This is an optimization exercise on Yosys and OpenROAD, whose aim is small area, not a production implementation.
Only simulation tests tie the RTL to the original design; equivalence was not proved.
Power and IR drop assume default switching activity.

**Local utilization**

26 x 26 tiles, from black (low) to pale yellow (high), 0 to 100% covered.
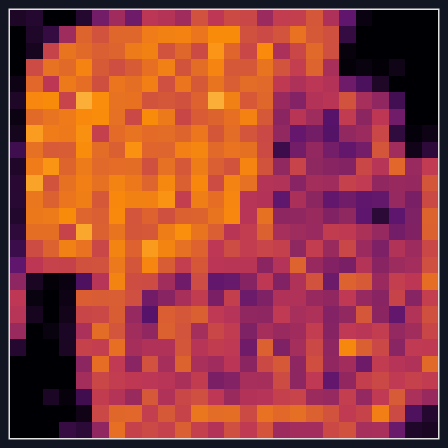
**Sequential cells colored by netlist name**

Drawn at 1 px/µm. Other sequential cells in the stronger gray, the rest of the logic in the fainter gray.
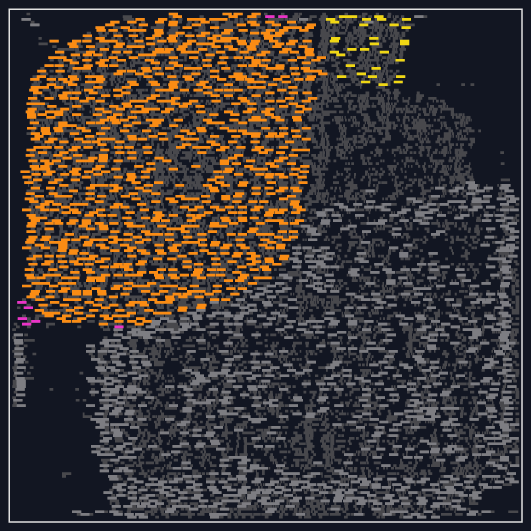
**Signal routing as the flow saved it**

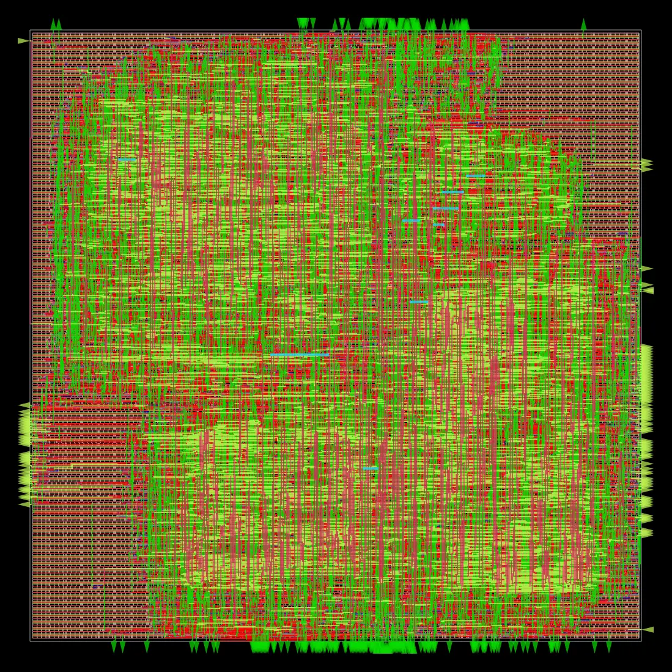
File: flow/design.v
module adder_32bit(
    input  logic [31:0] A_in,
    input  logic [31:0] B_in,
    output logic [31:0] Sum_out
);
    assign Sum_out = A_in + B_in;
endmodule
module Control_Unit(
	input [6:0] OP,
	input  logic [2:0] Funct3,
	input  logic [6:0] Funct7,
	output logic RegWrite,
	output logic [1:0] ImmSrc,    
	output logic ULASrc,
	output logic [2:0] ULAControl,
	output logic MemWrite,
	output logic ResultSrc,
	output logic Branch,   
	output logic BranchCond  
);
	always_comb begin
		RegWrite   = 1'b0;
		ULASrc     = 1'b0;
		ULAControl = 3'b000; 
		ImmSrc     = 2'b00;
		MemWrite   = 1'b0;
		ResultSrc  = 1'b0;
		Branch     = 1'b0; 
		BranchCond = 1'b0;  
		case(OP)
			7'b0110011: begin  
				RegWrite   = 1'b1;
				ULASrc     = 1'b0;
				MemWrite   = 1'b0;
				ResultSrc  = 1'b0;
				Branch     = 1'b0;
				ImmSrc     = 2'b00; 
                case({Funct3, Funct7})
               {3'b000, 7'b0000000}: ULAControl = 3'b000;  
               {3'b000, 7'b0100000}: ULAControl = 3'b001;  
               {3'b111, 7'b0000000}: ULAControl = 3'b010;  
               {3'b110, 7'b0000000}: ULAControl = 3'b011;  
               {3'b010, 7'b0000000}: ULAControl = 3'b101;  
                default: ULAControl = 3'b0;
                endcase
                end
			7'b0010011: begin  
				RegWrite   = 1'b1;
				ULASrc     = 1'b1;
				ImmSrc     = 2'b00; 
				MemWrite   = 1'b0;
				ResultSrc  = 1'b0;
				Branch     = 1'b0;
				case (Funct3)
             3'b000: ULAControl = 3'b000;  
             3'b111: ULAControl = 3'b010;  
				 3'b110: ULAControl = 3'b011;   
				 3'b100: ULAControl = 3'b100;   
             default: RegWrite = 1'b0;     
             endcase
			end
			7'b0000011: begin  
				RegWrite   = 1'b1;
				ULASrc     = 1'b1;
				ULAControl = 3'b000;
				ImmSrc     = 2'b00; 
				MemWrite   = 1'b0;
				ResultSrc  = 1'b1;
				Branch     = 1'b0;
			end
			7'b0100011: begin  
				RegWrite   = 1'b0;
				ULASrc     = 1'b1;
				ULAControl = 3'b000;
				ImmSrc     = 2'b01; 
				MemWrite   = 1'b1;
				ResultSrc  = 1'b0; 
				Branch     = 1'b0;
			end
			7'b1100011: begin 
				RegWrite   = 1'b0;
				ULASrc     = 1'b0;
				ULAControl = 3'b001; 
				ImmSrc     = 2'b10;
				MemWrite   = 1'b0;
				ResultSrc  = 1'b0; 
				Branch     = 1'b1; 
				case(Funct3)
				3'b000: BranchCond = 1'b0;  
				3'b001: BranchCond = 1'b1;  
            default: Branch = 1'b0;    
            endcase
			end
			default: begin
		RegWrite   = 1'b0;
		ULASrc     = 1'b0;
		ULAControl = 3'b000;  
		ImmSrc     = 2'b00;
		MemWrite   = 1'b0;
		ResultSrc  = 1'b0;
		Branch     = 1'b0;
			end
		endcase
	end
endmodule
module Extends (
	input logic [12:0] imediato,
	output logic [31:0] extensao_de_sinal
);
    assign extensao_de_sinal = {{19{imediato[12]}}, imediato};
endmodule
module Data_mem (
input logic [9:0] A,
input logic [31:0] WD,
input logic rst, WE, clk,
output logic [31:0] RD
);
logic [31:0] mem [0:31];
integer i;
always @ (posedge clk or negedge rst)
begin
		if (!rst)  
		begin
			for(i=0;i<32;i=i+1)
			begin
			mem[i]<=32'b0;
			end
		end
		else if (WE==1 && A[9:5]==5'd0)
			mem[A[4:0]]<=WD;
end
assign RD = (A[9:5]==5'd0) ? mem[A[4:0]] : 32'b0;
endmodule 
module Parallel_IN (
    input  logic [31:0] Address_in,    
    input  logic [31:0] MemData,    
    input  logic [7:0]  DataIn,     
    output logic [31:0] RegData_out     
);
    logic isaddress;
    assign isaddress = (Address_in == 8'hFC);
    assign RegData_out = isaddress ? { 24'b0, DataIn } : MemData;
endmodule
module Parallel_OUT (
    input  logic clk,
	 input  logic rst,
    input  logic EN,
    input  logic [31:0] Address,   
    input  logic [7:0] RegData,   
    output logic [7:0] DataOut    
);
	logic address_match;
   logic register_enable;
    assign address_match = (Address[7:0] == 8'hFC);
    assign register_enable = EN & address_match;
    always_ff @(posedge clk or negedge rst) begin
        if (!rst) begin
            DataOut <= 8'b0; 
        end
        else if (register_enable) begin
            DataOut <= RegData;
        end
    end
endmodule
module Program_Counter(
  			input logic clk, 
  			input logic rst,
  			input logic [31:0] PC, 
  			output logic [31:0] PC_out
);
  always @(posedge clk or negedge rst) 
    begin
      if(!rst)
        PC_out <= 0;  
    else 
        PC_out <= PC;      
  end
endmodule
module registerfile (
	input logic clk, rst, we3,
	input logic [4:0] wa3, ra1, ra2,
	input logic [31:0] wd3,
	output logic [31:0] rd1, rd2,
    output logic [31:0]  debug_x0,
    output logic [31:0]  debug_x1,
    output logic [31:0]  debug_x2,
    output logic [31:0]  debug_x3,
    output logic [31:0]  debug_x4,
    output logic [31:0]  debug_x5,
    output logic [31:0]  debug_x6,
    output logic [31:0]  debug_x7
);
logic [31:0] registers [31:0];
assign rd1 = (ra1 == 5'b0) ? 32'b0 : registers[ra1];
assign rd2 = (ra2 == 5'b0) ? 32'b0 : registers[ra2];
always_ff @(posedge clk or negedge rst) begin
	if (rst==0) begin
		for (int i = 0; i < 32; i++)
			registers[i] <= 32'd0;
	end
	else if(we3 && (wa3 != 5'd0))
		registers[wa3] <= wd3;
end
assign debug_x0 = registers[0];
assign debug_x1 = registers[1];
assign debug_x2 = registers[2];
assign debug_x3 = registers[3];
assign debug_x4 = registers[4];
assign debug_x5 = registers[5];
assign debug_x6 = registers[6];
assign debug_x7 = registers[7];
endmodule
module ULA (
  input logic [31:0]SrcA,
  input logic [31:0]SrcB,
  output logic [31:0]ULAresult,
  output logic Z,
  input logic [2:0]ULAcontrol 
);
  reg [31:0] RES;
  always @(*) 
    begin
      RES = 32'b0;
      case(ULAcontrol)
   	3'b000: RES = SrcA + SrcB;
      3'b001: RES = SrcA - SrcB;
      3'b010: RES = SrcA  & SrcB;
		3'b011: RES = SrcA | SrcB;
		3'b100: RES = SrcA ^ SrcB;  
      3'b101:begin
        if (SrcA < SrcB) 
        	RES = 32'b1; 
         else 
            RES = 32'b0; 
         end 
      default: RES = 32'b0;
      endcase
    end
  assign  ULAresult = RES;
  assign Z = (ULAresult == 32'b0);
endmodule
module adder_4 (
    input  logic [31:0] PC_in,
    output logic [31:0] PC_plus_4_out
);
    assign PC_plus_4_out = PC_in + 3'h4;
endmodule
module mux_4_to_1 (
    input  logic [12:0] d00,
    input  logic [12:0] d01,
    input  logic [12:0] d10,
    input  logic [12:0] d11,
    input  logic [1:0] sel,
    output logic [12:0] y
);
    always_comb begin
        case (sel)
            2'b00:   y = d00;
            2'b01:   y = d01;
            2'b10:   y = d10;
            2'b11:   y = d11;
            default: y = {13{1'bx}}; 
        endcase
    end
endmodule
module mux_3_to_1 (
    input  logic [31:0] x1,
    input  logic [31:0] x2,
    input  logic [31:0] x3,
    input  logic [1:0] x4,
    output logic [31:0] y1
);
    always_comb begin
        case (x4)
            2'b00:   y1 = x1;  
            2'b01:   y1 = x2;  
            2'b10:   y1 = x3;  
            default: y1 = 32'b0;
        endcase
    end
endmodule
module riscv_sc_top (
    input  logic        clk,
    input  logic        rst_n,
    output logic [31:0] imem_addr,
    input  logic [31:0] imem_rdata,
    input  logic [7:0]  sw_in,
    output logic [7:0]  led_out,
    output logic [31:0] dbg_x0,
    output logic [31:0] dbg_x1,
    output logic [31:0] dbg_x2,
    output logic [31:0] dbg_x3,
    output logic [31:0] dbg_x4,
    output logic [31:0] dbg_x5,
    output logic [31:0] dbg_x6,
    output logic [31:0] dbg_x7
);
wire rst = rst_n;
wire [31:0] w_Imm, w_rd1SrcA, w_rd2, w_SrcB, w_ULAResult, w_Inst, w_PCp4, w_PC, w_RData, w_Wd3, w_ImmPC, w_PCn, w_RegData;
wire [12:0] w_mimm;
wire [1:0] w_immSrc;
wire w_Zero;
wire w_PCSrc, w_Branch;
wire w_BranchCond, branch_condition;
wire w_memWrite, w_ResultSrc;
wire w_ULASrc, w_RegWrite;
wire [2:0] w_ULAControl;
assign imem_addr = w_PC;
assign w_Inst = imem_rdata;
Program_Counter u_pc (
        .clk(clk),
        .rst(rst),
        .PC(w_PCn),
        .PC_out(w_PC)
);
adder_4 u_adder4 (
        .PC_in(w_PC),
        .PC_plus_4_out(w_PCp4)
);
Control_Unit u_ctrl (
        .OP(w_Inst[6:0]),
        .Funct3(w_Inst[14:12]),
        .Funct7(w_Inst[31:25]),
        .ULAControl(w_ULAControl[2:0]),
        .ULASrc(w_ULASrc),
        .RegWrite(w_RegWrite),
        .ImmSrc(w_immSrc),
        .MemWrite(w_memWrite),
        .ResultSrc(w_ResultSrc),
        .Branch(w_Branch),
        .BranchCond(w_BranchCond)
);
registerfile u_regfile (
        .clk(clk),
        .rst(rst),
        .we3(w_RegWrite),
        .ra1(w_Inst[19:15]),
        .ra2(w_Inst[24:20]),
        .wa3(w_Inst[11:7]),
        .wd3(w_Wd3),
        .rd1(w_rd1SrcA),
        .rd2(w_rd2),
        .debug_x0(dbg_x0),
        .debug_x1(dbg_x1),
        .debug_x2(dbg_x2),
        .debug_x3(dbg_x3),
        .debug_x4(dbg_x4),
        .debug_x5(dbg_x5),
        .debug_x6(dbg_x6),
        .debug_x7(dbg_x7)
);
mux_4_to_1 muxplexador1 (
        .d00({w_Inst[31], w_Inst[31:20]}),
        .d01({1'b0, w_Inst[31:25], w_Inst[11:7]}),
        .d10({w_Inst[31], w_Inst[7], w_Inst[30:25], w_Inst[11:8], 1'b0}),
        .d11(13'b0),
        .sel(w_immSrc),
        .y(w_mimm)
);
Extends uu_extend (
        .imediato(w_mimm),
        .extensao_de_sinal(w_Imm)
);
adder_32bit addImm (
        .A_in(w_PC),
        .B_in(w_Imm),
        .Sum_out(w_ImmPC)
);
assign w_SrcB = w_ULASrc ? w_Imm : w_rd2;
assign w_PCn = w_PCSrc ? w_ImmPC : w_PCp4;
assign branch_condition = w_BranchCond ? ~(w_Zero) : w_Zero;
assign w_PCSrc = w_Branch & branch_condition;
ULA u_alu (
        .SrcA(w_rd1SrcA),
        .SrcB(w_SrcB),
        .ULAcontrol(w_ULAControl),
        .ULAresult(w_ULAResult),
        .Z(w_Zero)
);
Data_mem memoria (
        .A(w_ULAResult[9:0]),
        .WD(w_rd2),
        .rst(rst),
        .WE(w_memWrite),
        .clk(clk),
        .RD(w_RData)
);
mux_3_to_1 instaciaaoo (
        .x1(w_ULAResult),
        .x2(w_RegData),
        .x3(w_PCp4),
        .x4({1'b0, w_ResultSrc}),
        .y1(w_Wd3)
);
Parallel_IN u_parallel_in (
        .Address_in(w_ULAResult),
        .MemData(w_RData),
        .DataIn(sw_in),
        .RegData_out(w_RegData)
);
Parallel_OUT u_parallel_out (
        .clk(clk),
        .rst(rst),
        .EN(w_memWrite),
        .Address(w_ULAResult),
        .RegData(w_rd2[7:0]),
        .DataOut(led_out)
);
endmodule
File: flow/run.sh
#!/bin/bash
# synth_recipe.tcl (not shown) runs the flow's synth.tcl, then flattens the netlist and writes it again
# the make line also repeats each setting of config.mk as NAME=value (left out here)
make -C /OpenROAD-flow-scripts/flow DESIGN_CONFIG=/design/flow/config.mk WORK_HOME=/design/flow/orfs CLKGATE_MAP_FILE= SYNTH_SCRIPT=/design/flow/synth_recipe.tcl finish
File: flow/config.mk
export PLATFORM = sky130hd
export DESIGN_NAME = riscv_sc_top
export DESIGN_NICKNAME = riscv_sc_top
export VERILOG_FILES = /design/flow/design.v
export SDC_FILE = /design/flow/constraint.sdc
export NUM_CORES = 4
export LEC_CHECK = 0
export CAP_MARGIN = 20
export CORE_MARGIN = 2
export CORE_UTILIZATION = 40
export SLEW_MARGIN = 20
File: flow/constraint.sdc
create_clock -name core_clock -period 12.0 [get_ports {clk}]
set_input_delay 2.4000 -clock core_clock [delete_from_list [all_inputs] [get_ports {clk}]]
set_output_delay 2.4000 -clock core_clock [all_outputs]
set_load 0.01 [all_outputs]
==> key figures <==
Status
  • Run status: timing/DRC/antenna clean

STA
  • Final Skew: 0.07855 ns
  • Max_slew headroom: 0.1565
  • Final-report setup violation count: 0
  • Final hold slack: 0.3722 ns
  • Max-slew violations: 0
  • Final WS setup: 1.016 ns

Worst setup path
  • RR Startpoint: u_regfile.registers[5][0]
  • Cell repeated most along the worst path: buf_4
  • Worst r2r dst: u_regfile.registers[4][10]

Placed design
  • RD Place Congestion: 1.045
  • Placed cells: 13230
  • Setup Slack @ Placement: 0.5120 ns

Synth
  • Compound-Gate Fraction of Synth Area: 0.1782
  • Seq cells post-synth: 2088
  • Predominant post-synthesis flop cell: dfrtp_1
  • Post-synthesis cell count: 9518
  • Synthesized area: 0.1029 mm²
  • Post-synthesis mux area share: 0.1605
  • Adder and majority cell fraction of the synthesized area: 0.01614
  • Sequential area share after synthesis: 0.5076

Drt
  • DRC viols: 0
  • First DRT Iteration DRCs: 15010
  • Detailed Routing Iterations Pass 1: 13
  • Total number of vias: 93840

Cells and area
  • Most frequent cells in the layout: dfrtp_1, mux2_2, a22oi_1
  • Non-filler cells, final: 13670
  • Area Growth Syn to Fin: 21.15%

Global route
  • M1 GR Usage: 0.5299
  • Grt peak-use layer: met2
  • Total GRT Usage: 0.4081

Clock tree
  • Worst-path clk slew: 0.06 ns
  • CTS sink cnt: 2088
  • Worst-Skew Late Latency: 0.94 ns
  • CTS H-tree lvls: 4
  • Max clock buf depth: 3

Power and ir drop
  • VDD IR-drop max: 0.1660 mV
  • Leak pwr: 58.22 nW
  • PD cells: 131.1 mW/mm²

Worst hold path
  • Hold_sp: u_regfile.registers[0][18]
  • Hold Crit Depth: 0

Die
  • Die Ht: 511.3 µm
  • Die width: 511.3 µm

Flow run
  • Max-Cap Viols: 0
About 'local utilization':
tiles over 75% full: 2.2%
densest ninth of the die: top middle
emptiest ninth of the die: top right
fullest tile: 83%
fin util: 0.4863
core area: 0.2565 mm²
starting density of the core: 0.4014

About 'sequential cells colored by netlist name':
| color | signal | flops |
|---|---|---|
| magenta | u_parallel_out.DataOut | 8 |
| yellow | u_pc.PC_out | 32 |
| orange | memoria.mem | 1024 |
not colored: 1024
fraction of area in registers: 0.4190
P_seq: 7.22 mW
register area: 0.05225 mm²

About 'signal routing as the flow saved it':
WL met2: 222900 µm
WL final: 547400 µm
Avg WL per Cell: 40.06 µm
routed wl met3: 71760 µm

-- flip-flops by register name, summed over array words and instances (netlist names) --
signal,flops
memoria.mem,1024
u_parallel_out.DataOut,8
u_regfile.registers,1024
u_pc.PC_out,32
-- layout make-up --
class / count / area, µm²
timing repair buffer: 1197 / 11650
tap: 3384 / 4234
sequential: 2088 / 52250
fill: 23270 / 131800
clock inverter: 114 / 1797
antenna: 15 / 37.54
inverter: 120 / 450.4
multi-input combinational: 6447 / 47980
clock buffer: 300 / 6307
-- cell families after synthesis --
kind of cell | count (synthesis)
and+or+nand+nor | 2129
DFF | 2088
muxes | 1476
xor gates and xnor gates | 57
AOI/OAI and AO/OA | 2654
adders and majority gates | 131
buffers and inverters | 983
-- routing by layer --
metal	up-vias	wire length [µm]
li1	36500	-
met1	47630	207300
met2	7591	222900
met3	2093	71760
met4	18	45340
met5	-	152
-- where the power goes --
part	internal [mW]	total, mW	switching (mW)
combinational	0.444	1.48	1.04
clock	4.43	7.65	3.22
sequential	7.11	7.22	0.110
-- worst max-delay path, delay by kind of cell --
kind	cells	cell delay, ns
compound gates	11	3.32
fa+ha+maj	1	0.44
buf+inv	6	1.88
mux	1	0.20
simple gates	10	3.47

[port drivers added, routing unchanged]
The results above use ideal ports. As a check the final layout listed here was re-extracted and re-timed, cells and wires unchanged. Step 1: set_driving_cell puts a clkbuf_16 on clk and a buf_2 on each other input, an assumption about the parent block. Step 2 also shifts input and output timing later by t, the mid clock arrival at the registers, as if the neighbouring blocks saw the same clock. Slacks: no drivers / after step 1 / after step 2; pairs: no drivers / after step 1.
shift t [ns]: 1.000
slack for setup (ns): 1.016 / 1.091 / 0.090
latest minus earliest clock arrival (ns): 0.078 / 0.079
slew at the worst register clock pin (ns): 0.07 / 0.07
After both steps setup and hold are still met in this run. The setup slack of this run moves by +0.075 ns with the drivers and by -0.926 ns with both steps.
